This is an optimization exercise on Yosys and OpenROAD, whose aim is small area, a short achievable clock period and few clock cycles, not a production implementation.
At most, simulation tests tie the RTL to the original design; equivalence was not proved.
Some runs may be left out. An edit can pass the tests and still lose a function that they never use.
Function not checked in runs 3 and 4: the RTL went through the layout flow alone.

==> design/flow/design.v <==
`timescale 1ns/100ps
`default_nettype none
module US_CSC (
   input  logic            Clock,
   input  logic            Resetn,
   output logic   		   SRAM_we_n,
   output logic   [17:0]   SRAM_address,
   input  logic   [15:0]   SRAM_read_data,
   output logic   [15:0]   SRAM_write_data,
	input  logic 				US_CSC_enable,
	output logic				US_CSC_complete
);
localparam logic [4:0]
	S_US_CSC_IDLE             = 5'd0,
	S_US_CSC_LEADIN_NEW_ROW   = 5'd1,
	S_US_CSC_LEADIN_DELAY_0   = 5'd2,
	S_US_CSC_LEADIN_DELAY_1   = 5'd3,
	S_US_CSC_LEADIN_MULTI_U_0 = 5'd4,
	S_US_CSC_LEADIN_MULTI_U_1 = 5'd5,
	S_US_CSC_LEADIN_MULTI_V_0 = 5'd6,
	S_US_CSC_LEADIN_MULTI_V_1 = 5'd7,
	S_US_CSC_LEADIN_YUV_PRIME = 5'd8,
	S_US_CSC_LEADIN_RB        = 5'd9,
	S_US_CSC_WRITE_0          = 5'd10,
	S_US_CSC_READ_Y           = 5'd11,
	S_US_CSC_READ_U           = 5'd12,
	S_US_CSC_WRITE_1          = 5'd13,
	S_US_CSC_WRITE_2          = 5'd14,
	S_US_CSC_READ_V           = 5'd15,
	S_US_CSC_DELAY            = 5'd16,
	S_US_CSC_END              = 5'd17;
localparam logic [17:0]
	U_START_ADDRESS = 18'd38400,
	V_START_ADDRESS = 18'd57600,
	Y_START_ADDRESS = 18'd0,
	RGB_START_ADRRESS = 18'd146944;
logic [4:0] US_CSC_state;
logic CSC_select;
logic U_V_RB_G_select;
logic [16:0] write_address_counter;
logic [15:0] read_address_counter;
logic [7:0] col_counter;
logic [7:0] U_prime, V_prime, Y_prime;
logic [7:0] Y_buf;
logic [7:0] U_buf [4:0];
logic [15:0] U_21 [4:0];
logic [15:0] U_52 [2:0];
logic [15:0] U_159;
logic [7:0] V_buf [3:0];
logic [15:0] V_21 [4:0];
logic [15:0] V_52 [2:0];
logic [15:0] V_159;
logic [7:0] R, G, B;
logic signed [31:0] R_acc, G_acc, B_acc;
logic [7:0] R_buf, B_buf;
logic signed [31:0] Multi0_op1, Multi0_op2, Multi1_op1, Multi1_op2, Multi2_op1, Multi2_op2;
logic signed [31:0] Multi0_out, Multi1_out, Multi2_out;
assign Multi0_out = Multi0_op1 * Multi0_op2;
assign Multi1_out = Multi1_op1 * Multi1_op2;
assign Multi2_out = Multi2_op1 * Multi2_op2;
always_comb begin
if (col_counter == 8'b0) begin						 
	Multi0_op1 = 32'd21;
	Multi1_op1 = 32'd52;
	if (CSC_select == 1'b0) Multi2_op1 = 32'd159;
	else Multi2_op1 = 32'd21;
	if (U_V_RB_G_select == 1'b0) begin 
		if (CSC_select == 1'b0) begin
			Multi0_op2 = U_buf[0];
			Multi1_op2 = U_buf[0];
			Multi2_op2 = U_buf[0];
		end
		else begin
			Multi0_op2 = U_buf[1];
			Multi1_op2 = U_buf[1];
			Multi2_op2 = U_buf[2];
		end
	end
	else begin
		if (CSC_select == 1'b0) begin
			Multi0_op2 = V_buf[0];
			Multi1_op2 = V_buf[0];
			Multi2_op2 = V_buf[0];
		end
		else begin
			Multi0_op2 = V_buf[1];
			Multi1_op2 = V_buf[1];
			Multi2_op2 = V_buf[2];
		end
	end
end
else begin										 
	if (CSC_select == 1'b0) begin 				 
		Multi0_op1 = 32'd21;
		Multi1_op1 = 32'd52;
		Multi2_op1 = 32'd159;
		if (U_V_RB_G_select == 1'b0) begin			 
			Multi0_op2 = U_buf[2];
			Multi1_op2 = U_buf[1];
			Multi2_op2 = U_buf[0];
		end
		else begin											 
			Multi0_op2 = V_buf[2];
			Multi1_op2 = V_buf[1];
			Multi2_op2 = V_buf[0];
		end
	end
	else begin											 
		Multi0_op1 = Y_prime-8'd16;
		Multi1_op1 = U_prime-8'd128;
		Multi2_op1 = V_prime-8'd128;
		Multi0_op2 = 32'd76284;
		if (U_V_RB_G_select == 1'b0) begin			 
			Multi1_op2 = 32'd132251;
			Multi2_op2 = 32'd104595;
		end
		else begin											 
			Multi1_op2 = -32'd25624;
			Multi2_op2 = -32'd53281;
		end
	end
end
end
logic signed [31:0] U_acc, V_acc;
logic [7:0] U, V;
assign U_acc = U_21[0] - U_52[0] + U_159 + Multi2_out - Multi1_out + Multi0_out + 32'd128;
assign V_acc = V_21[0] - V_52[0] + V_159 + Multi2_out - Multi1_out + Multi0_out + 32'd128;
assign U = U_acc[31] ? 8'b0 : ((U_acc[30:16] > 1'b0) ? 8'hff : U_acc[15:8]);
assign V = V_acc[31] ? 8'b0 : ((V_acc[30:16] > 1'b0) ? 8'hff : V_acc[15:8]);
assign R_acc = Multi0_out + Multi2_out;
assign G_acc = Multi0_out + Multi1_out + Multi2_out;
assign B_acc = Multi0_out + Multi1_out;
assign R = R_acc[31] ? 8'b0 : ((R_acc[30:24] > 1'b0) ? 8'hff : R_acc[23:16]);
assign G = G_acc[31] ? 8'b0 : ((G_acc[30:24] > 1'b0) ? 8'hff : G_acc[23:16]);
assign B = B_acc[31] ? 8'b0 : ((B_acc[30:24] > 1'b0) ? 8'hff : B_acc[23:16]);
integer i;
always_ff @ (posedge Clock or negedge Resetn) begin
	if (Resetn == 1'b0) begin
		US_CSC_state <= S_US_CSC_IDLE;
		SRAM_we_n <= 1'b1;
		SRAM_address <= 18'd0;
		SRAM_write_data <= 16'd0;
		CSC_select <= 1'b0;
		U_V_RB_G_select <= 1'b0;
		write_address_counter <= 17'b0;
		read_address_counter <= 16'b0;
		col_counter <= 8'b0;
		US_CSC_complete <= 1'b0;
		Y_prime <= 8'b0;		
		U_prime <= 8'b0;
		V_prime <= 8'b0;
		for (i=0; i < 5; i=i+1) U_21[i] <= 16'b0;
		for (i=0; i < 3; i=i+1) U_52[i] <= 16'b0;
		U_159 <= 8'b0;
		for (i=0; i < 5; i=i+1) V_21[i] <= 16'b0;
		for (i=0; i < 3; i=i+1) V_52[i] <= 16'b0;
		V_159 <= 8'b0;
		for (i=0; i < 5; i=i+1) U_buf[i] <= 8'b0;
		for (i=0; i < 4; i=i+1) V_buf[i] <= 8'b0;
	end else begin
		case (US_CSC_state)
		S_US_CSC_IDLE: begin
			if (US_CSC_enable == 1'b1) begin
				write_address_counter <= 17'b0;
				read_address_counter <= 16'b0;
				US_CSC_state <= S_US_CSC_LEADIN_NEW_ROW;
			end
		end
		S_US_CSC_LEADIN_NEW_ROW: begin							 
			SRAM_address <= U_START_ADDRESS + (read_address_counter >> 1);
			SRAM_we_n <= 1'b1;
			US_CSC_state <= S_US_CSC_LEADIN_DELAY_0;
		end
		S_US_CSC_LEADIN_DELAY_0: begin							 
			SRAM_address <= U_START_ADDRESS + (read_address_counter >> 1) + 1'b1;
			US_CSC_state <= S_US_CSC_LEADIN_DELAY_1;
		end
		S_US_CSC_LEADIN_DELAY_1: begin							 
			SRAM_address <= V_START_ADDRESS + (read_address_counter >> 1);
			US_CSC_state <= S_US_CSC_LEADIN_MULTI_U_0;
		end
		S_US_CSC_LEADIN_MULTI_U_0: begin						 
			SRAM_address <= V_START_ADDRESS + (read_address_counter >> 1) + 1'b1;
			CSC_select <= 1'b0;
			U_V_RB_G_select <= 1'b0;
			U_buf[0] <= SRAM_read_data[15:8];
			U_buf[1] <= SRAM_read_data[7:0];
			US_CSC_state <= S_US_CSC_LEADIN_MULTI_U_1;
		end
		S_US_CSC_LEADIN_MULTI_U_1: begin						 
			SRAM_address <= Y_START_ADDRESS + read_address_counter;
			CSC_select <= 1'b1;
			U_buf[2] <= SRAM_read_data[15:8];
			U_buf[3] <= SRAM_read_data[7:0];
			U_21[0] <= Multi0_out[15:0];
			U_21[1] <= Multi0_out[15:0];
			U_21[2] <= Multi0_out[15:0];
			U_52[0] <= Multi1_out[15:0];
			U_52[1] <= Multi1_out[15:0];
			U_159 <= Multi2_out[15:0];
			US_CSC_state <= S_US_CSC_LEADIN_MULTI_V_0;
		end 
		S_US_CSC_LEADIN_MULTI_V_0: begin						 
			CSC_select <= 1'b0;
			U_V_RB_G_select <= 1'b1;
			V_buf[0] <= SRAM_read_data[15:8];
			V_buf[1] <= SRAM_read_data[7:0];
			U_21[3] <= Multi0_out;
			U_52[2] <= Multi1_out;
			U_21[4] <= Multi2_out;
			US_CSC_state <= S_US_CSC_LEADIN_MULTI_V_1;
		end 
		S_US_CSC_LEADIN_MULTI_V_1: begin								 
			CSC_select <= 1'b1;
			V_buf[2] <= SRAM_read_data[15:8];
			V_buf[3] <= SRAM_read_data[7:0];
			V_21[0] <= Multi0_out[15:0];
			V_21[1] <= Multi0_out[15:0];
			V_21[2] <= Multi0_out[15:0];
			V_52[0] <= Multi1_out[15:0];
			V_52[1] <= Multi1_out[15:0];
			V_159 <= Multi2_out[15:0];
			US_CSC_state <= S_US_CSC_LEADIN_YUV_PRIME;
		end 
		S_US_CSC_LEADIN_YUV_PRIME: begin								 
			U_V_RB_G_select <= 1'b0;
			U_prime <= U_buf[0];
			V_prime <= V_buf[0];
			Y_prime <= SRAM_read_data[15:8];
			Y_buf <= SRAM_read_data[7:0];
			col_counter <= col_counter + 8'b1;
			read_address_counter <= read_address_counter + 16'b1;
			V_21[3] <= Multi0_out;
			V_52[2] <= Multi1_out;
			V_21[4] <= Multi2_out;
			US_CSC_state <= S_US_CSC_LEADIN_RB;
		end 
		S_US_CSC_LEADIN_RB: begin										 
			U_V_RB_G_select <= 1'b1;
			R_buf <= R;
			B_buf <= B;
			US_CSC_state <= S_US_CSC_WRITE_0;
		end
		S_US_CSC_WRITE_0: begin											 
			SRAM_we_n <= 1'b0;
			SRAM_address <= RGB_START_ADRRESS + write_address_counter;
			write_address_counter <= write_address_counter + 17'b1;
			SRAM_write_data <= {R_buf, G};
			CSC_select <= 1'b0;
			U_V_RB_G_select <= 1'b0;		
			for (i=1; i<5;i=i+1) U_buf[i-1] <= U_buf[i];
			U_buf[4] <= 8'b0;
			US_CSC_state <= S_US_CSC_READ_Y;
		end
		S_US_CSC_READ_Y: begin 											 
			SRAM_we_n <= 1'b1;
			SRAM_address <= Y_START_ADDRESS + read_address_counter; 
			U_V_RB_G_select <= 1'b1;		
			for (i=1; i<5;i=i+1) U_21[i-1] <= U_21[i];
			U_21[4] <= Multi0_out[15:0];			
			for (i=1; i<3;i=i+1) U_52[i-1] <= U_52[i];
			U_52[2] <= Multi1_out[15:0];
			U_159 <= Multi2_out[15:0];
			V_buf[0] <= V_buf[1];
			V_buf[1] <= V_buf[2];
			if (read_address_counter[0] == 1'b1) begin
				V_buf[2] <= V_buf[3];
				V_buf[3] <= 8'b0;
			end
			else begin
				if (col_counter == 8'd158 || col_counter == 8'd160) begin
					V_buf[2] <= V_buf[2];
					V_buf[3] <= V_buf[2];
				end
				else begin
					V_buf[2] <= SRAM_read_data[15:8];
					V_buf[3] <= SRAM_read_data[7:0];
				end
			end
			U_prime <= U;
			Y_prime <= Y_buf;
			US_CSC_state <= S_US_CSC_READ_U;
		end
		S_US_CSC_READ_U: begin											 
			if (read_address_counter[0] == 16'b1) begin
				SRAM_address <= U_START_ADDRESS + (read_address_counter >> 1) + 16'd2; 
			end
			CSC_select <= 1'b1;
			U_V_RB_G_select <= 1'b0;		
			for (i=1; i<5;i=i+1) V_21[i-1] <= V_21[i];
			V_21[4] <= Multi0_out[15:0];
			for (i=1; i<3;i=i+1) V_52[i-1] <= V_52[i];
			V_52[2] <= Multi1_out[15:0];
			V_159 <= Multi2_out[15:0];
			V_prime <= V;
			US_CSC_state <= S_US_CSC_WRITE_1;
		end
		S_US_CSC_WRITE_1: begin 										 
			U_V_RB_G_select <= 1'b1;
			SRAM_we_n <= 1'b0;
			SRAM_address <= RGB_START_ADRRESS + write_address_counter;
			write_address_counter <= write_address_counter + 17'b1;
			SRAM_write_data <= {B_buf, R};
			B_buf <= B;
			US_CSC_state <= S_US_CSC_WRITE_2;
		end
		S_US_CSC_WRITE_2: begin 										 
			SRAM_address <= RGB_START_ADRRESS + write_address_counter;
			write_address_counter <= write_address_counter + 17'b1;
			SRAM_write_data <= {G, B_buf};
			Y_prime <= SRAM_read_data[15:8];
			U_prime <= U_buf[0];
			V_prime <= V_buf[0];
			Y_buf <= SRAM_read_data[7:0];			
			US_CSC_state <= S_US_CSC_READ_V;
		end
		S_US_CSC_READ_V: begin 											 
			SRAM_we_n <= 1'b1;
			if (read_address_counter[0] == 1'b1) begin
				SRAM_address <= V_START_ADDRESS + (read_address_counter >> 1) + 16'd2;
			end
			U_V_RB_G_select <= 1'b0;
			if (col_counter == 8'd157 || col_counter == 8'd159) begin  
				U_buf[3] <= U_buf[2];
				U_buf[4] <= U_buf[2];
			end
			else begin
				if (read_address_counter[0] == 1'b1) begin 
					U_buf[3] <= SRAM_read_data[15:8];
					U_buf[4] <= SRAM_read_data[7:0];
				end
			end
			US_CSC_state <= S_US_CSC_DELAY;
		end
		S_US_CSC_DELAY: begin 											 
			U_V_RB_G_select <= 1'b1;
			R_buf <= R;
			B_buf <= B;
			if (col_counter == 8'd160) begin
				col_counter <= 8'b0;
				US_CSC_state <= S_US_CSC_LEADIN_NEW_ROW;
				if (write_address_counter == 17'd115200)
					US_CSC_state <= S_US_CSC_END;
			end
			else begin
				col_counter <= col_counter + 8'b1;
				read_address_counter <= read_address_counter + 16'b1;
				US_CSC_state <= S_US_CSC_WRITE_0;
			end
		end
		S_US_CSC_END: begin
			US_CSC_complete <= 1'b1;
		end
		default: US_CSC_state <= S_US_CSC_IDLE;
		endcase
	end
end
endmodule
==> design/flow/run.sh <==
#!/bin/bash
# synth_recipe.tcl (not shown) runs the flow's synth.tcl, then flattens the netlist and writes it again
# the make line also repeats each setting of config.mk as NAME=value (left out here)
make -C /OpenROAD-flow-scripts/flow DESIGN_CONFIG=/design/flow/config.mk WORK_HOME=/design/flow/orfs CLKGATE_MAP_FILE= SYNTH_SCRIPT=/design/flow/synth_recipe.tcl finish
==> design/flow/config.mk <==
export PLATFORM = sky130hd
export DESIGN_NAME = US_CSC
export DESIGN_NICKNAME = US_CSC
export VERILOG_FILES = /design/flow/design.v
export SDC_FILE = /design/flow/constraint.sdc
export NUM_CORES = 4
export LEC_CHECK = 0
export CAP_MARGIN = 20
export CORE_MARGIN = 2
export CORE_UTILIZATION = 40
export SLEW_MARGIN = 20
==> design/flow/constraint.sdc <==
create_clock -name core_clock -period 13.5 [get_ports {Clock}]
set_input_delay 2.7000 -clock core_clock [delete_from_list [all_inputs] [get_ports {Clock}]]
set_output_delay 2.7000 -clock core_clock [all_outputs]
set_load 0.01 [all_outputs]
==> impl_metrics.py, run 1 <==
metrics = {
    "critical_path": {
        "worstRegToRegCells": 54,
        "startpoint_type": "register",
        "end_kind": "register",
        "cp-startpoint": "col_counter[1]",
        "crit_path_max_incr_delay_ns": 0.65,
        "path_depth": 54,
        "crit_type": "register to register",
        "worst-path-buf-inv": 17,
        "crit_arrival_ns": 13.45,
        "critPathCapture": "V_prime[5]",
        "rr_endpoint": "V_prime[5]",
    },
    "global_route": {
        "use_met3": 0.03822,
        "antenna_found_initial": 2,
        "use_met1": 0.3554,
        "grt.overflow.total": 0,
    },
    "synthesis": {
        "synth_flop_cell": "dfrtp_1",
        "postSynthCellCount": 6221,
        "syn_avg_cell_area_um2": 9.266,
        "synth_largest_area_cell": "fa_1",
        "synth_most_common_cell": "inv_1",
    },
    "timing": {
        "setup_ws_ns": 0.5354,
        "clock.fmax_mhz": 77.13,
        "slew_headroom": 0.2526,
        "hold_viol_final": 0,
    },
    "finish": {
        "reg.largest.list": "U_21: 80 flops, V_21: 80 flops",
        "n_antenna_cell": 1,
        "multi_input_area_mm2": 0.04059,
        "nClkBuffers": 72,
        "area_growth_pct": 10.46,
        "layout-drive-gt1-share": 0.06870,
        "num-nonclk-inverters": 1154,
        "clk_share": 0.02729,
    },
    "min_path": {
        "min_to": "Y_prime[3]",
        "hp-class": "register to register",
        "whs_path_depth": 2,
        "min_from": "Y_buf[3]",
    },
    "floorplan": {
        "dieWidth_um": 383.6,
        "coreArea_mm2": 0.1433,
        "tap_cells": 1903,
        "fp.dieArea_mm2": 0.1472,
    },
    "cts": {
        "clk_pin_slew_worst_paths_ns": 0.07,
        "cts_tree": "built",
    },
    "route": {
        "vias_per_cell": 5.502,
        "drt-initial-drc-count": 3884,
        "drc": 0,
    },
    "status": {
        "status": "finished clean",
    },
    "placement": {
        "place_area_mm2": 0.06154,
        "dp.cells": 8194,
    },
}
Testbench counts for the RTL of run 1, summed over its fixed seeds: cycles 2,167,704.
## run 1: kinds of logic after synthesis
| kind of cell | Yosys count | share of synthesized area |
|---|---|---|
| multiplexers | 42 | 0.008791 |
| XOR/XNOR | 292 | 0.04545 |
| other | 2 | 0.0001303 |
| adder cells (fa/ha/maj) | 1310 | 0.3757 |
| AO/OA/AOI/OAI | 1311 | 0.1556 |
| buffers and inverters | 1366 | 0.08923 |
| flip-flops | 492 | 0.2157 |
| AND/OR/NAND/NOR | 1406 | 0.1094 |
## run 1: per-layer routing
layer / vias to the layer above / wire length [um]
met5: - / 0
met4: 0 / 5777
met3: 264 / 12550
met2: 1506 / 81490
met1: 22950 / 80850
li1: 20920 / -
## run 1: timing repair
item	CTS	global route
pin swaps	0	9
buffers inserted	0	4
cloned	0	1
hold buffers	0	0
resized for setup	6	66
endpoints found under the setup margin	22	32
## run 1: worst min-delay path, cell delays in order (launching register included)
cell and delay, ns:
edfxtp_1 0.32, a22oi_1 0.06, nand2_1 0.05
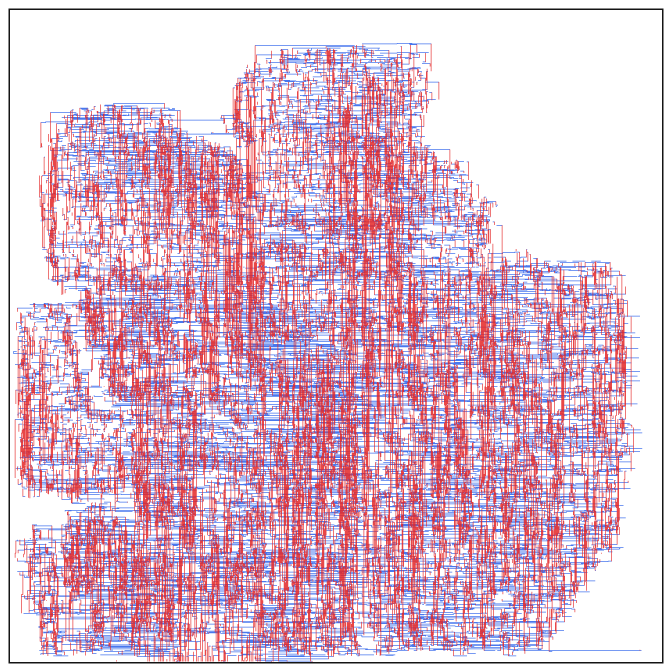
Fig. 1. Signal wires by layer (run 1).
Only two layers are drawn.
Key: blue = metal 1 [wire length 80.9 mm]; red = metal 2 [wire length 81.5 mm]

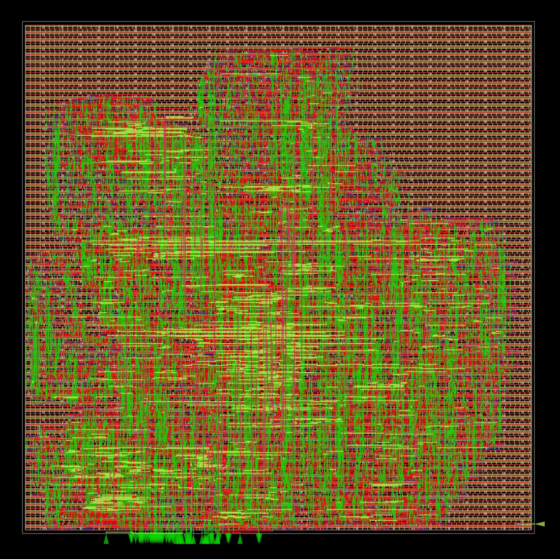
Fig. 2. Routing view (run 1).
metal1 wirelength: 80850 um
via count: 45630
All-Layer GR Usage: 0.2490
WL/cell: 21.78 um
DR WL met3: 12550 um

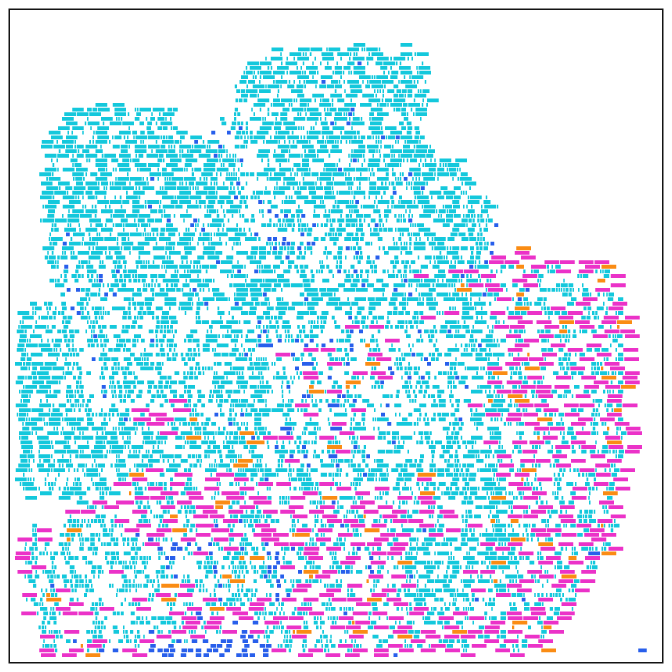
Fig. 3. Placed cells, one colour a class (run 1).
Key: magenta = sequential cells [cells 492]; cyan = combinational and other logic [cells 5542]; blue = remaining buffers and delay cells [cells 262]; orange = clock drivers and dummy loads [cells 94]

Fig. 4: run 1, floorplan with the power grid
Scale bar: 100 um. Pins as bars on the die edge.
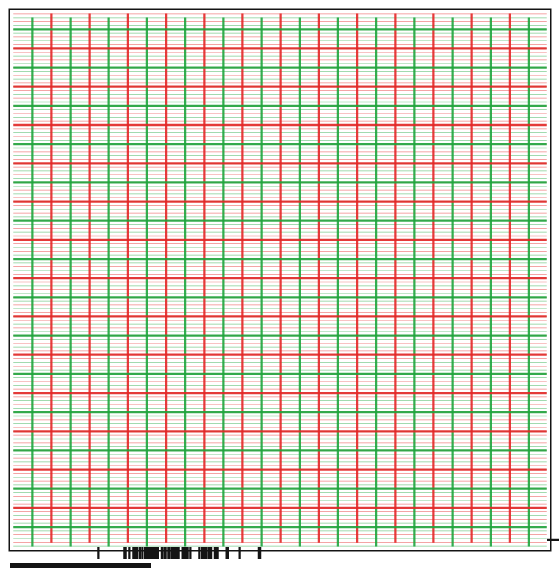

--- run 2 (changed files replaced; the others as in run 1) ---
==> design/flow/design.v <==
`timescale 1ns/100ps
`default_nettype none
module US_CSC (
   input  logic            Clock,
   input  logic            Resetn,
   output logic            SRAM_we_n,
   output logic   [17:0]   SRAM_address,
   input  logic   [15:0]   SRAM_read_data,
   output logic   [15:0]   SRAM_write_data,
   input  logic            US_CSC_enable,
   output logic            US_CSC_complete
);
localparam logic [17:0] U_BASE = 18'd38400, V_BASE = 18'd57600, RGB_BASE = 18'd146944;
localparam logic [14:0] LAST_FR = 15'd19203;    
logic        run;           
logic [3:0]  ph;            
logic [14:0] fr;            
logic [6:0]  col;           
logic        wact;          
logic [17:0] waddr;         
logic [7:0]  sr [0:15];     
logic [15:0] ys;            
logic [7:0]  yp, up, vp;    
logic [7:0]  ufr;           
logic [7:0]  bufr, bufb;    
logic even_f;               
logic c0, c78, c79;         
assign even_f = (ph == 4'd8) || (ph == 4'd9);
assign c0 = (col == 7'd0);
assign c78 = (col == 7'd78);
assign c79 = (col == 7'd79);
logic [7:0] ta, tb, tc, td, te, tf;
always_comb begin
   ta = sr[0]; tb = sr[2]; tc = sr[4]; td = sr[6]; te = sr[8]; tf = sr[10];
   if (even_f) begin
      if (c0)  begin ta = sr[4]; tb = sr[4]; end
      if (c79) begin te = sr[6]; tf = sr[6]; end
   end else begin
      if (c0)  ta = sr[2];
      if (c78) tf = sr[8];
      if (c79) begin td = sr[4]; te = sr[4]; tf = sr[4]; end
   end
end
logic [8:0]  sA, sB, sC;
logic [18:0] facc;          
logic [7:0]  fout;
assign sA = {1'b0, ta} + {1'b0, tf};
assign sB = {1'b0, tb} + {1'b0, te};
assign sC = {1'b0, tc} + {1'b0, td};
assign facc = ({10'd0, sA} << 4) + ({10'd0, sA} << 2) + {10'd0, sA}
            - ({10'd0, sB} << 5) - ({10'd0, sB} << 4) - ({10'd0, sB} << 2)
            + ({10'd0, sC} << 7) + ({10'd0, sC} << 4) + ({10'd0, sC} << 3) + ({10'd0, sC} << 2)
            + ({10'd0, sC} << 1) + {10'd0, sC} + 19'd128;
assign fout = facc[18] ? 8'd0 : (facc[17:16] != 2'd0 ? 8'hff : facc[15:8]);
logic [26:0] racc, gacc, bacc, Y, U, V, yt;
logic [7:0] rr, gg, bb;
assign Y = {19'd0, yp};
assign U = {19'd0, up};
assign V = {19'd0, vp};
assign yt   = (Y << 16) + (Y << 13) + (Y << 11) + (Y << 9) - (Y << 2);
assign racc = yt + (V << 16) + (V << 15) + (V << 12) + (V << 11) + (V << 7) + (V << 4) + (V << 1) + V
            - 27'd14608704;
assign gacc = yt - (U << 14) - (U << 13) - (U << 10) - (U << 4) - (U << 3)
            - (V << 15) - (V << 14) - (V << 12) - (V << 5) - V + 27'd8879296;
assign bacc = yt + (U << 17) + (U << 10) + (U << 7) + (U << 4) + (U << 3) + (U << 1) + U
            - 27'd18148672;
assign rr = racc[26] ? 8'd0 : (racc[25:24] != 2'd0 ? 8'hff : racc[23:16]);
assign gg = gacc[26] ? 8'd0 : (gacc[25:24] != 2'd0 ? 8'hff : gacc[23:16]);
assign bb = bacc[26] ? 8'd0 : (bacc[25:24] != 2'd0 ? 8'hff : bacc[23:16]);
integer i;
always_ff @(posedge Clock) begin
   ufr <= fout;
   case (ph)
      4'd9:    yp <= SRAM_read_data[7:0];
      4'd2:    yp <= ys[7:0];
      default: yp <= ys[15:8];
   endcase
   if (ph == 4'd9 || ph == 4'd2) begin up <= ufr;   vp <= fout;  end
   else                          begin up <= sr[2]; vp <= sr[3]; end
   if (ph == 4'd9 || ph == 4'd0) ys <= SRAM_read_data;
   if (ph == 4'd8 || ph == 4'd9 || ph == 4'd1 || ph == 4'd2) begin
      for (i = 0; i < 15; i = i + 1) sr[i] <= sr[i+1];
      if (ph == 4'd1 || ph == 4'd2) begin
         sr[13] <= SRAM_read_data[15:8];
         sr[15] <= SRAM_read_data[7:0];
      end
   end
   case (ph)
      4'd0, 4'd3: begin SRAM_write_data <= {gg, bb}; bufr <= rr; end
      4'd1, 4'd4: begin SRAM_write_data <= {rr, gg}; bufb <= bb; end
      default:    SRAM_write_data <= {bufb, bufr};
   endcase
end
always_ff @(posedge Clock or negedge Resetn) begin
   if (!Resetn) begin
      run <= 1'b0;
      ph <= 4'd0;
      fr <= 15'd0;
      col <= 7'd77;
      wact <= 1'b0;
      waddr <= RGB_BASE + 18'd2;
      SRAM_we_n <= 1'b1;
      SRAM_address <= 18'd0;
      US_CSC_complete <= 1'b0;
   end else if (!run) begin
      SRAM_we_n <= 1'b1;
      if (US_CSC_enable && !US_CSC_complete) begin
         run <= 1'b1;
         ph <= 4'd9;
         SRAM_address <= U_BASE;           
      end
   end else begin
      ph <= (ph == 4'd9) ? 4'd0 : ph + 4'd1;
      if (ph == 4'd0) fr <= fr + 15'd1;
      if (ph == 4'd2) col <= (col == 7'd79) ? 7'd0 : col + 7'd1;
      if (ph == 4'd9 && fr == 15'd3) wact <= 1'b1;
      case (ph)
         4'd0, 4'd1, 4'd2, 4'd3, 4'd4, 4'd5: begin
            SRAM_address <= waddr;
            SRAM_we_n <= ~wact;
            if (wact) begin
               if (ph == 4'd0 || ph == 4'd3)      waddr <= waddr - 18'd2;
               else if (ph == 4'd1 || ph == 4'd4) waddr <= waddr + 18'd1;
               else                               waddr <= waddr + 18'd4;
            end
         end
         4'd6: begin
            SRAM_we_n <= 1'b1;
            SRAM_address <= {2'b00, fr - 15'd3, 1'b0};
            if (fr == LAST_FR) begin
               run <= 1'b0;
               US_CSC_complete <= 1'b1;
            end
         end
         4'd7: SRAM_address <= {2'b00, fr - 15'd3, 1'b1};
         4'd8: SRAM_address <= U_BASE + {3'd0, fr};
         default: SRAM_address <= V_BASE + {3'd0, fr};
      endcase
   end
end
endmodule
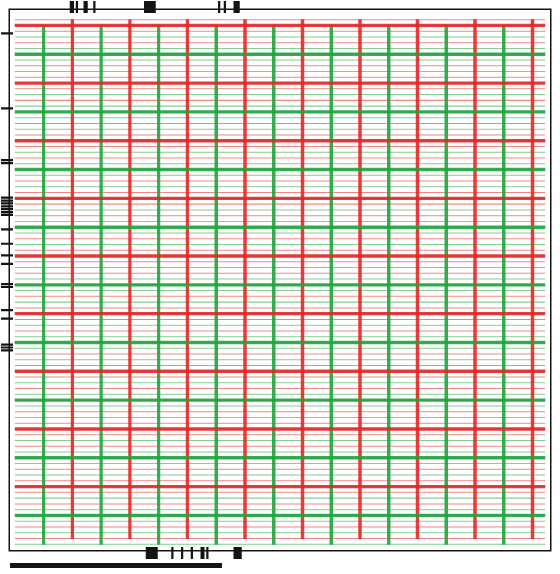
Fig. 5. Floorplan with the power grid (run 2).
Scale bar: 100 um. Pins as bars on the die edge.
Key: green = VSS; red = VDD
18 straps on met5. 55 signal pins sit on the boundary. The core has 91 rows. 92 met1 rails follow the rows. 18 straps on met4.

==> run 2 against run 1 <==
Critical path depth fell by 22. Die area fell by 56%. Non-clock buffer count fell by 195. Wire length fell by 68%. Count of clock-buffer cells in the layout fell by 33. Register-to-register slack improved by 1.8 ns. Highest routed layer unchanged.
==> impl_metrics.py, run 2 <==
metrics = {
    "status": {
        "status": "finished clean",
    },
    "global_route": {
        "antenna_found_initial": 0,
        "grt_pass1_vias": 17490,
        "grt.overflow.total": 0,
    },
    "synthesis": {
        "synth-simple-area-share": 0.08678,
        "synth_top_family_by_area": "adder cells",
        "yosys.area_share.adder": 0.3561,
        "synth_largest_area_cell": "ha_1",
        "postSynthCellCount": 2441,
        "syn_avg_cell_area_um2": 10.31,
        "muxShareOfSynthArea": 0.02278,
        "synth_compound_area_frac": 0.1097,
        "synthXorXnorAreaFrac": 0.05495,
        "synth_edf_count": 160,
    },
    "placement": {
        "dp.cells": 3288,
        "place_area_mm2": 0.02664,
        "gp_congestion": 0.8843,
    },
    "critical_path": {
        "startpoint_type": "register",
        "crit_path_max_incr_delay_ns": 0.81,
        "crit_arrival_ns": 11.70,
        "path_depth": 32,
        "end_kind": "register",
        "worstRegToRegCells": 32,
        "crit_type": "register to register",
        "worstPathRequired_ns": 13.99,
        "worst-path-buf-inv": 3,
        "critPathCapture": "vp[5]",
    },
    "cts": {
        "cts_tree": "built",
        "cts_resized": 0,
        "postCtsHoldBufs": 0,
        "post-cts-setup-buffer-count": 0,
    },
    "route": {
        "vias_per_cell": 5.183,
        "routedWlPerCell_um": 17.46,
        "drt-initial-drc-count": 1052,
    },
    "floorplan": {
        "io_pins": 55,
        "dieWidth_um": 254.8,
        "coreArea_mm2": 0.06194,
        "initial_core_util": 0.4062,
        "fp.dieArea_mm2": 0.06492,
    },
    "min_path": {
        "min_from": "sr[9][3]",
        "hp-class": "register to register",
        "min_to": "sr[8][3]",
    },
    "finish": {
        "area_growth_pct": 9.717,
        "layout-drive-gt1-share": 0.05070,
        "reg.largest.list": "sr: 128 flops, SRAM_address: 18 flops, waddr: 18 flops",
        "n_antenna_cell": 0,
    },
    "timing": {
        "hold_viol_final": 0,
        "slew_headroom": 0.3705,
        "clock.fmax_mhz": 89.18,
        "setup_ws_ns": 2.286,
    },
}
Testbench counts for the RTL of run 2, summed over its fixed seeds: cycles 1,536,240.
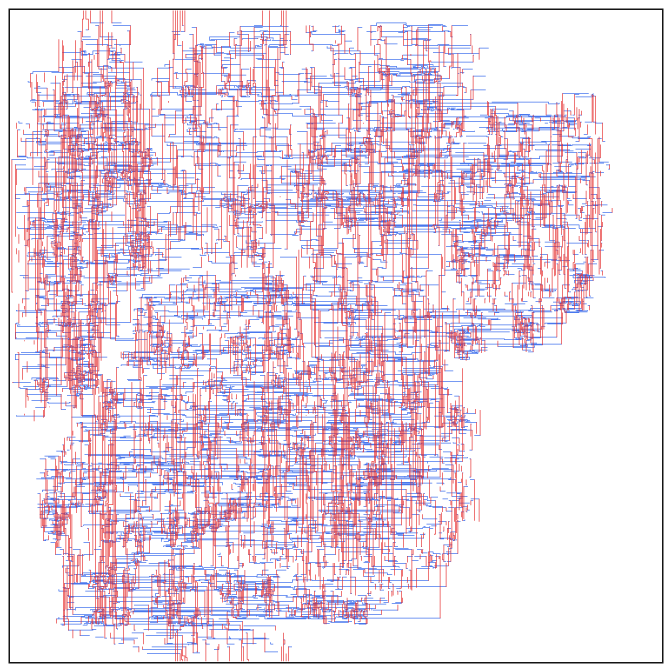
Fig. 6. Signal wires by layer (run 2).
Only two layers are drawn.
Key: red = metal 2 [wire length 28.3 mm]; blue = metal 1 [wire length 26.9 mm]

run 2: changes by cell type in the layout (fill, tap and decap cells not counted), moves of 166 or more:
cell	delta
o21ai_0	-214
a21oi_1	-166
dfrtp_1	-411
ha_1	-219
fa_1	-495
nor2_1	-326
nand2_1	-340
buf_4	-188
inv_1	-712
run 2: cell families after synthesis:
kind of cell / after synthesis
mux: 54
flops: 274
fa+ha+maj: 593
compound gates: 410
buf+inv: 496
simple gates: 464
xor+xnor: 150
run 2: layout make-up:
| type | count | area (um^2) | share of cell area |
|---|---|---|---|
| clock inverter | 15 | 121.4 | 0.004396 |
| sequential | 274 | 7432 | 0.2692 |
| clock buffer | 39 | 844.6 | 0.03059 |
| timing repair buffer | 67 | 633.1 | 0.02293 |
| multi-input combinational | 1671 | 15880 | 0.5752 |
| inverter | 439 | 1648 | 0.05969 |
| tap | 837 | 1047 | 0.03794 |
run 2: metal layers:
| layer | vias up | track usage | wire (um) |
|---|---|---|---|
| met5 | - | 0 | 0 |
| met4 | 0 | 0.03759 | 903 |
| met3 | 53 | 0.01817 | 2258 |
| met2 | 309 | 0.3091 | 28290 |
| met1 | 8594 | 0.2538 | 26890 |
| li1 | 8364 | - | - |
Fig. 7: run 2, routing view
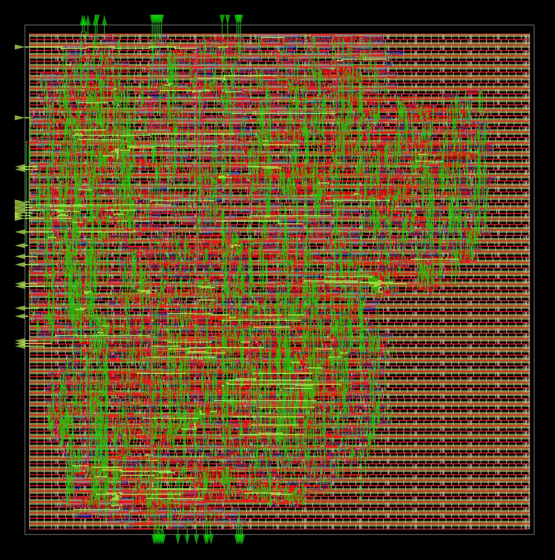

==> run 3: too many edits to list; what changed since run 2 <==
design/flow/design.v: 141 -> 1670 lines; modules unchanged: 0
  US_CSC: edited, 139 -> 1668 lines
==> design/flow/flow/run.sh (new file) <==
#!/bin/bash
# Standard ORFS layout at the design's clock period and constraints; repair_timing
# is asked to keep extra setup slack so it works on the longest paths.
bash standard.sh SETUP_SLACK_MARGIN=9 CORE_UTILIZATION=60 CTS_BUF_LIST=sky130_fd_sc_hd__clkbuf_8 finish > standard_run.log 2>&1
==> design/flow/standard.sh (new file) <==
#!/bin/bash
# synth_recipe.tcl (not shown) runs the flow's synth.tcl, then flattens the netlist and writes it again
# the make line also repeats each setting of config.mk as NAME=value (left out here)
make -C /OpenROAD-flow-scripts/flow DESIGN_CONFIG=/design/flow/config.mk WORK_HOME=/design/flow/orfs CLKGATE_MAP_FILE= SYNTH_SCRIPT=/design/flow/synth_recipe.tcl "${@:-finish}"
removed: design/flow/run.sh
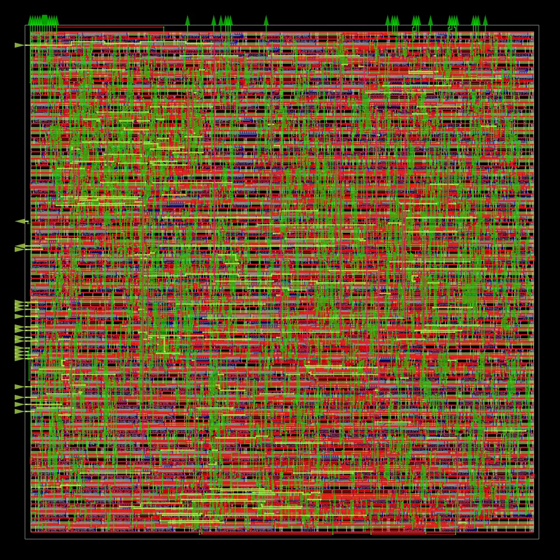
Fig. 8. Routing view (run 3).
DR WL met3: 2430 um
WL/cell: 18.11 um
Top Metal Used: met4
met2 WL: 23440 um
All-Layer GR Usage: 0.2718

==> run 3 against run 2 <==
Sequential share of layout area up 5.3 points. First-iteration DRC count up 8.2%. Highest routed layer unchanged. Critical path type is now register to primary output. Count of clock-buffer cells in the layout up 24. Non-clock buffer count grew 36. Register-to-register slack improved by 6.9 ns. Flip-flop and latch count increased by 52. Die area is 39% lower. Final area fell by 6.8%. Cell count fell by 15%.
==> impl_metrics.py, run 3 <==
metrics = {
    "global_route": {
        "grt_pass1_vias": 15760,
        "grt.overflow.total": 0,
        "use_met1": 0.3863,
    },
    "finish": {
        "clk_share": 0.04939,
        "layout.nonclk_buf_frac": 0.03471,
        "buffers": 103,
        "num-nonclk-inverters": 402,
        "layout-drive-gt1-share": 0.1234,
        "flops_and_latches": 326,
    },
    "synthesis": {
        "synth_largest_area_cell": "edfxtp_1",
        "syn_avg_cell_area_um2": 10.37,
    },
    "timing": {
        "setup_ws_ns": 9.087,
    },
    "floorplan": {
        "io_pins": 55,
        "tap_cells": 511,
        "dieWidth_um": 198.5,
        "fp.dieArea_mm2": 0.03940,
    },
    "min_path": {
        "hp-class": "register to register",
        "min_to": "bufb[0]",
    },
    "critical_path": {
        "crit_type": "register to primary output",
        "crit_arrival_ns": 1.71,
        "worstPathRequired_ns": 10.80,
    },
    "cts": {
        "postCtsHoldBufs": 0,
    },
    "status": {
        "status": "finished clean",
    },
    "placement": {
        "place_area_mm2": 0.02368,
    },
    "route": {
        "wl_met1_um": 24390,
    },
}
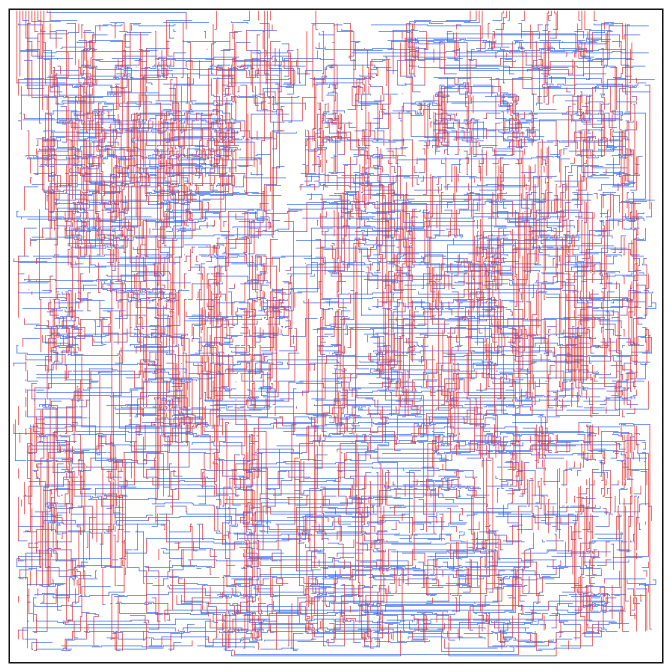
Fig. 9. Signal wires by layer (run 3).
Only two layers are drawn.
Key: blue = metal 1 [wire length 24.4 mm]; red = metal 2 [wire length 23.4 mm]

[run 3: worst max path at each step]
| stage | startpoint | endpoint | slack, ns | depth (start not counted) |
|---|---|---|---|---|
| floorplan | fD[2] | vp[4] | 9.04 | 19 |
| global placement | ph[0] | yq[22] | 8.44 | 19 |
| detailed placement | ph[0] | yq[22] | 8.29 | 20 |
| CTS | osel2 | SRAM_write_data[4] | 8.94 | 4 |
| global route | ph[2] | yq[22] | 8.89 | 17 |
| finish | osel2 | SRAM_write_data[11] | 9.09 | 5 |
[run 3: logic make-up (layout without fill, tap and decap cells)]
group | Yosys count | count (layout) | share of synthesized area
AOI/OAI and AO/OA | 362 | 362 | 0.1047
and+or+nand+nor | 434 | 436 | 0.08859
adders and majority gates | 431 | 431 | 0.2968
buffers and inverters | 468 | 611 | 0.07845
xor gates and xnor gates | 110 | 110 | 0.04245
DFF | 326 | 326 | 0.3631
muxes | 57 | 57 | 0.02591
[run 3: critical path, stage by stage (launching register included)]
cell     delay (ns)
dfxtp_4        0.37
buf_12         0.13
buf_16         0.13
mux2i_1        0.19
o21ai_1        0.07
buf_2          0.15
Fig. 10: run 3, clock wires, drivers and flops
Scale bar: 50 um.
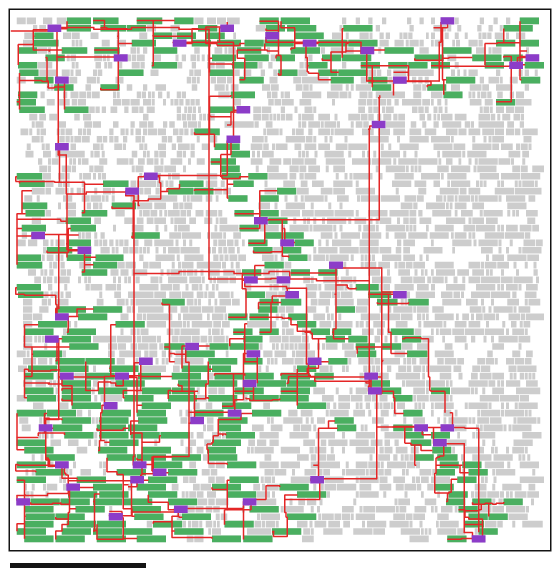

## Run 4: large edit since run 3, in outline
design/flow/design.v: 1670 -> 1680 lines; modules unchanged: 0
  US_CSC: edited, 1668 -> 1678 lines
==> design/flow/flow/run.sh (replaced) <==
#!/bin/bash
# The standard ORFS layout (standard.sh: standard synthesis, the design's clock
# period and constraints), with these changes to how the layout is made:
#  - repair_timing keeps 9 ns of setup slack as margin, so it also shortens paths
#    that already meet the 13.5 ns clock (upsizing, buffering, pin swaps);
#  - 60% core utilization;
#  - clock tree from clkbuf_16 cells with sink clusters of at most 24 sinks / 60 um.
# make's output goes to standard_run.log; ORFS keeps each step's log under orfs/logs/.
bash standard.sh SETUP_SLACK_MARGIN=9 CORE_UTILIZATION=60 \
  CTS_BUF_LIST=sky130_fd_sc_hd__clkbuf_16 CTS_CLUSTER_SIZE=24 CTS_CLUSTER_DIAMETER=60 \
  finish > standard_run.log 2>&1
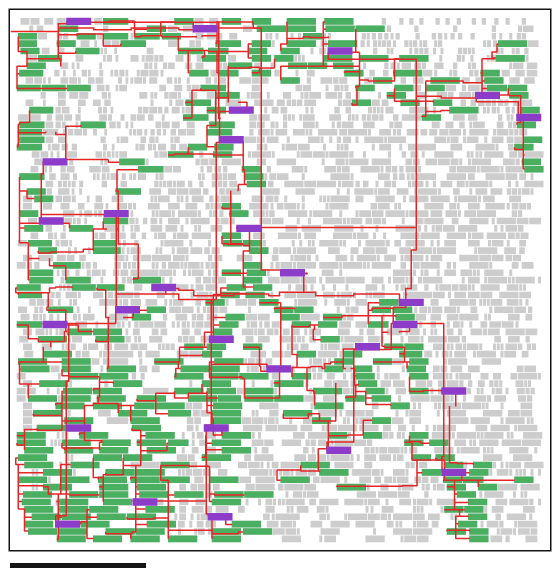
Fig. 11. Clock wires, drivers and flops (run 4).
Scale bar: 50 um.
Key: red = clock wires [length 3980 um]; green = flip-flops [count 331]; purple = clock drivers [count 28]
There are 29 routed clock nets.

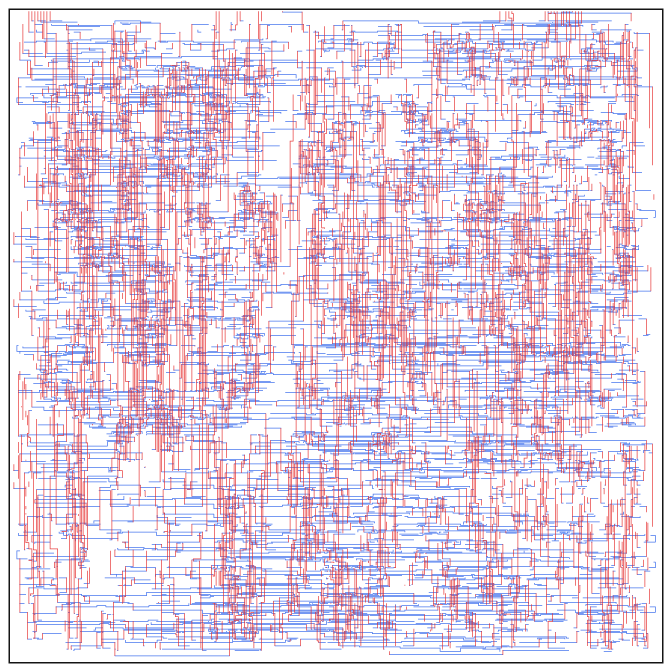
Fig. 12. Signal wires by layer (run 4).
Only two layers are drawn.
Key: blue = metal 1 [wire length 24.9 mm]; red = metal 2 [wire length 23.3 mm]

==> run 4 against run 3 <==
Still clean. Cell count is 0.21% lower. Non-clock buffer count is 13 lower. Sequential share of layout area grew 0.53 points. Register-to-register slack better by 0.05 ns. Core utilization fell by 1.0 points. Largest cell class unchanged. Highest routed layer unchanged.
==> impl_metrics.py, run 4 <==
metrics = {
    "status": {
        "status": "finished clean",
    },
    "critical_path": {
        "cp-startpoint": "greg[9]",
        "crit_type": "register to primary output",
        "crit_path_top_delay_cell": "dfxtp_1",
        "crit_path_max_incr_delay_ns": 0.31,
        "path_cells": "or2_4 > buf_12 > nor2_2 > nor3_1 > a21oi_1 > o21ai_1 > buf_2",
        "crit_arrival_ns": 1.83,
        "path_depth": 7,
        "critPathTopFamily": "simple AND/OR/NAND/NOR gates",
        "worstPathRequired_ns": 10.80,
        "critPathCapture": "SRAM_write_data[0]",
    },
    "finish": {
        "layout.nonclk_buf_frac": 0.03046,
        "multi_input_area_share": 0.5147,
        "flops_and_latches": 331,
        "num-nonclk-inverters": 404,
        "buffers": 90,
        "clk_share": 0.04181,
        "ff_latch_area_mm2": 0.008297,
        "layout-drive-gt1-share": 0.09712,
        "fillerInstances": 3034,
    },
    "synthesis": {
        "synth_largest_area_cell": "edfxtp_1",
        "syn_avg_cell_area_um2": 10.11,
        "ys_async_sr_fraction": 0.1450,
        "postSynthCellCount": 2250,
    },
    "route": {
        "vias_per_cell": 5.496,
        "drt-total-wl_um": 51750,
        "routedWlPerCell_um": 18.23,
        "drt-initial-drc-count": 954,
    },
    "global_route": {
        "grtUsageTotal": 0.2729,
        "grt.overflow.total": 0,
        "grt_pass1_vias": 15710,
    },
    "floorplan": {
        "dieWidth_um": 198.7,
        "io_pins": 55,
        "tap_cells": 511,
        "fp.dieArea_mm2": 0.03947,
    },
    "job": {
        "maxCapViolations": 0,
    },
    "cts": {
        "cts_sinks": 331,
        "clockRootBuffer": "clkbuf_16",
        "postCtsHoldBufs": 0,
    },
    "min_path": {
        "min_to": "sr[11][4]",
        "min_from": "sr[12][4]",
        "hp-class": "register to register",
    },
    "timing": {
        "fin_setup_tns_ns": 0,
        "clock.fmax_mhz": 220.6,
        "setup_ws_ns": 8.966,
        "slew_headroom": 0.4432,
    },
    "placement": {
        "dp_hpwl_um": 40190,
    },
}
-- run 4: per-layer routing --
layer | global-route usage | up-vias | routed length [um]
met5 | 0 | - | 0
li1 | - | 7539 | -
met3 | 0.03103 | 73 | 2298
met4 | 0.06108 | 0 | 1178
met1 | 0.3981 | 7647 | 24950
met2 | 0.4403 | 338 | 23320
-- run 4: per-stage QoR --
stage / instances / hold slack (ns) / instance area (um^2)
after detailed placement: 2760 / 0.4045 / 23760
final: 2838 / 0.4227 / 25350
after global placement: 2760 / 0.4015 / 23760
after floorplan: 2250 / 0.4003 / 22750
after CTS: 2825 / 0.4236 / 25030
after global routing: 2838 / 0.4274 / 25350
-- run 4: cell families (layout without fill, tap and decap cells) --
kind of cell    count (synthesis)  after routing  share of synthesized area
fa+ha+maj                     428            428                     0.2915
flops                         331            331                     0.3632
compound gates                338            338                    0.09816
simple gates                  522            522                     0.1049
buf+inv                       469            546                    0.07769
mux                            30             30                    0.01365
xor+xnor                      132            132                    0.05084

==> layout pictures side by side <==
Placed cells, one colour a class.
image #1
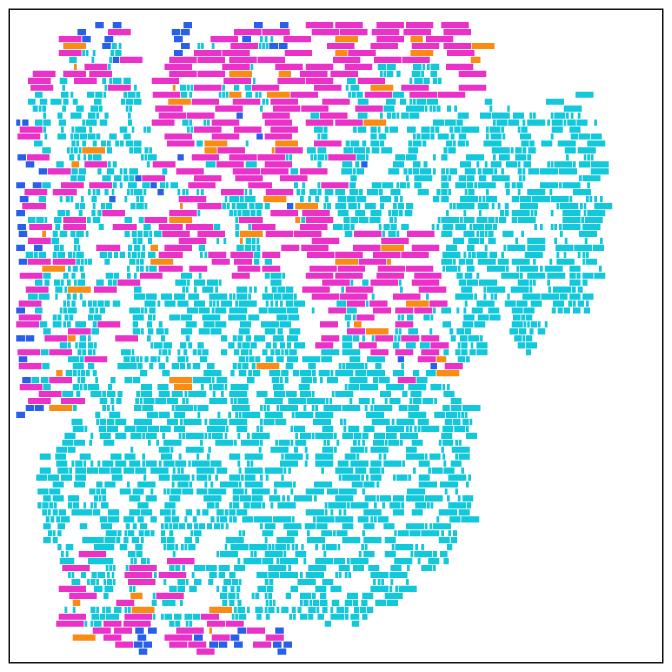
image #2
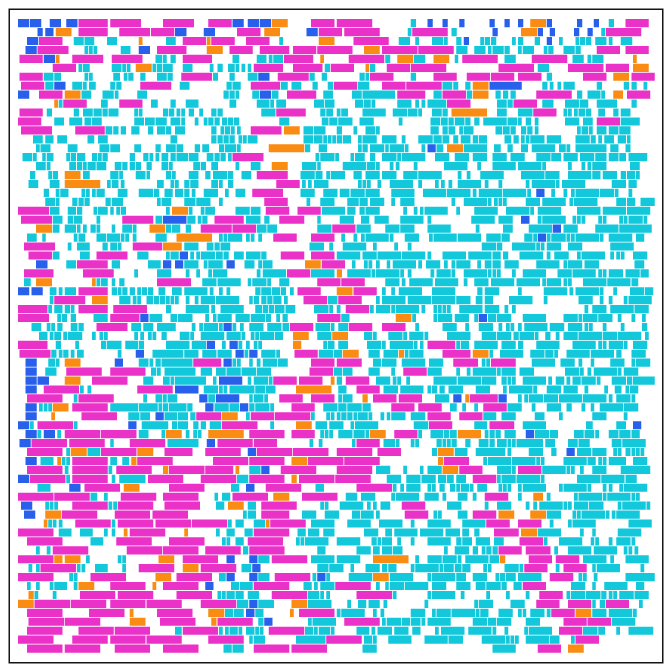
run 3 -> image #2
run 2 -> image #1
- highest utilization: image #2

Key to image #1:
Key: blue = remaining buffers and delay cells [cells 67]; cyan = combinational and other logic [cells 2110]; orange = clock drivers and dummy loads [cells 54]; magenta = sequential cells [cells 274]

afterwards: timing with drivers on the ports:
The results above use ideal ports. As a check the final layouts listed here were re-extracted and re-timed, cells and wires unchanged.
Step 1 (the two cells are an assumption about what drives the block):
set clk [get_ports {Clock}]
set_driving_cell -lib_cell sky130_fd_sc_hd__clkbuf_16 $clk
set_driving_cell -lib_cell sky130_fd_sc_hd__buf_2 [delete_from_list [all_inputs] $clk]
Step 2 times the ports against the registers' clock, not the clock port: input delays grow and output delays shrink by t, the midpoint of the rising clock arrivals with the driver on.
Three values: ideal ports, drivers, drivers and shift; two values: the first two.
| run | t (ns) | setup slack, ns | worst setup path after step 2 | worst register clock-pin slew, ns | cell pins on the clock port's net |
|---|---|---|---|---|---|
| run 1 | 0.682 | 0.535 / 0.535 / 0.535 | register to register | 0.07 / 0.07 | 1 |
| run 2 | 0.643 | 2.286 / 2.286 / 2.286 | register to register | 0.06 / 0.06 | 1 |
| run 3 | 0.710 | 9.087 / 9.035 / 9.138 | register to register | 0.07 / 0.07 | 1 |
| run 4 | 0.649 | 8.966 / 8.910 / 9.191 | register to register | 0.09 / 0.09 | 1 |
After both steps every run listed still meets setup and hold.
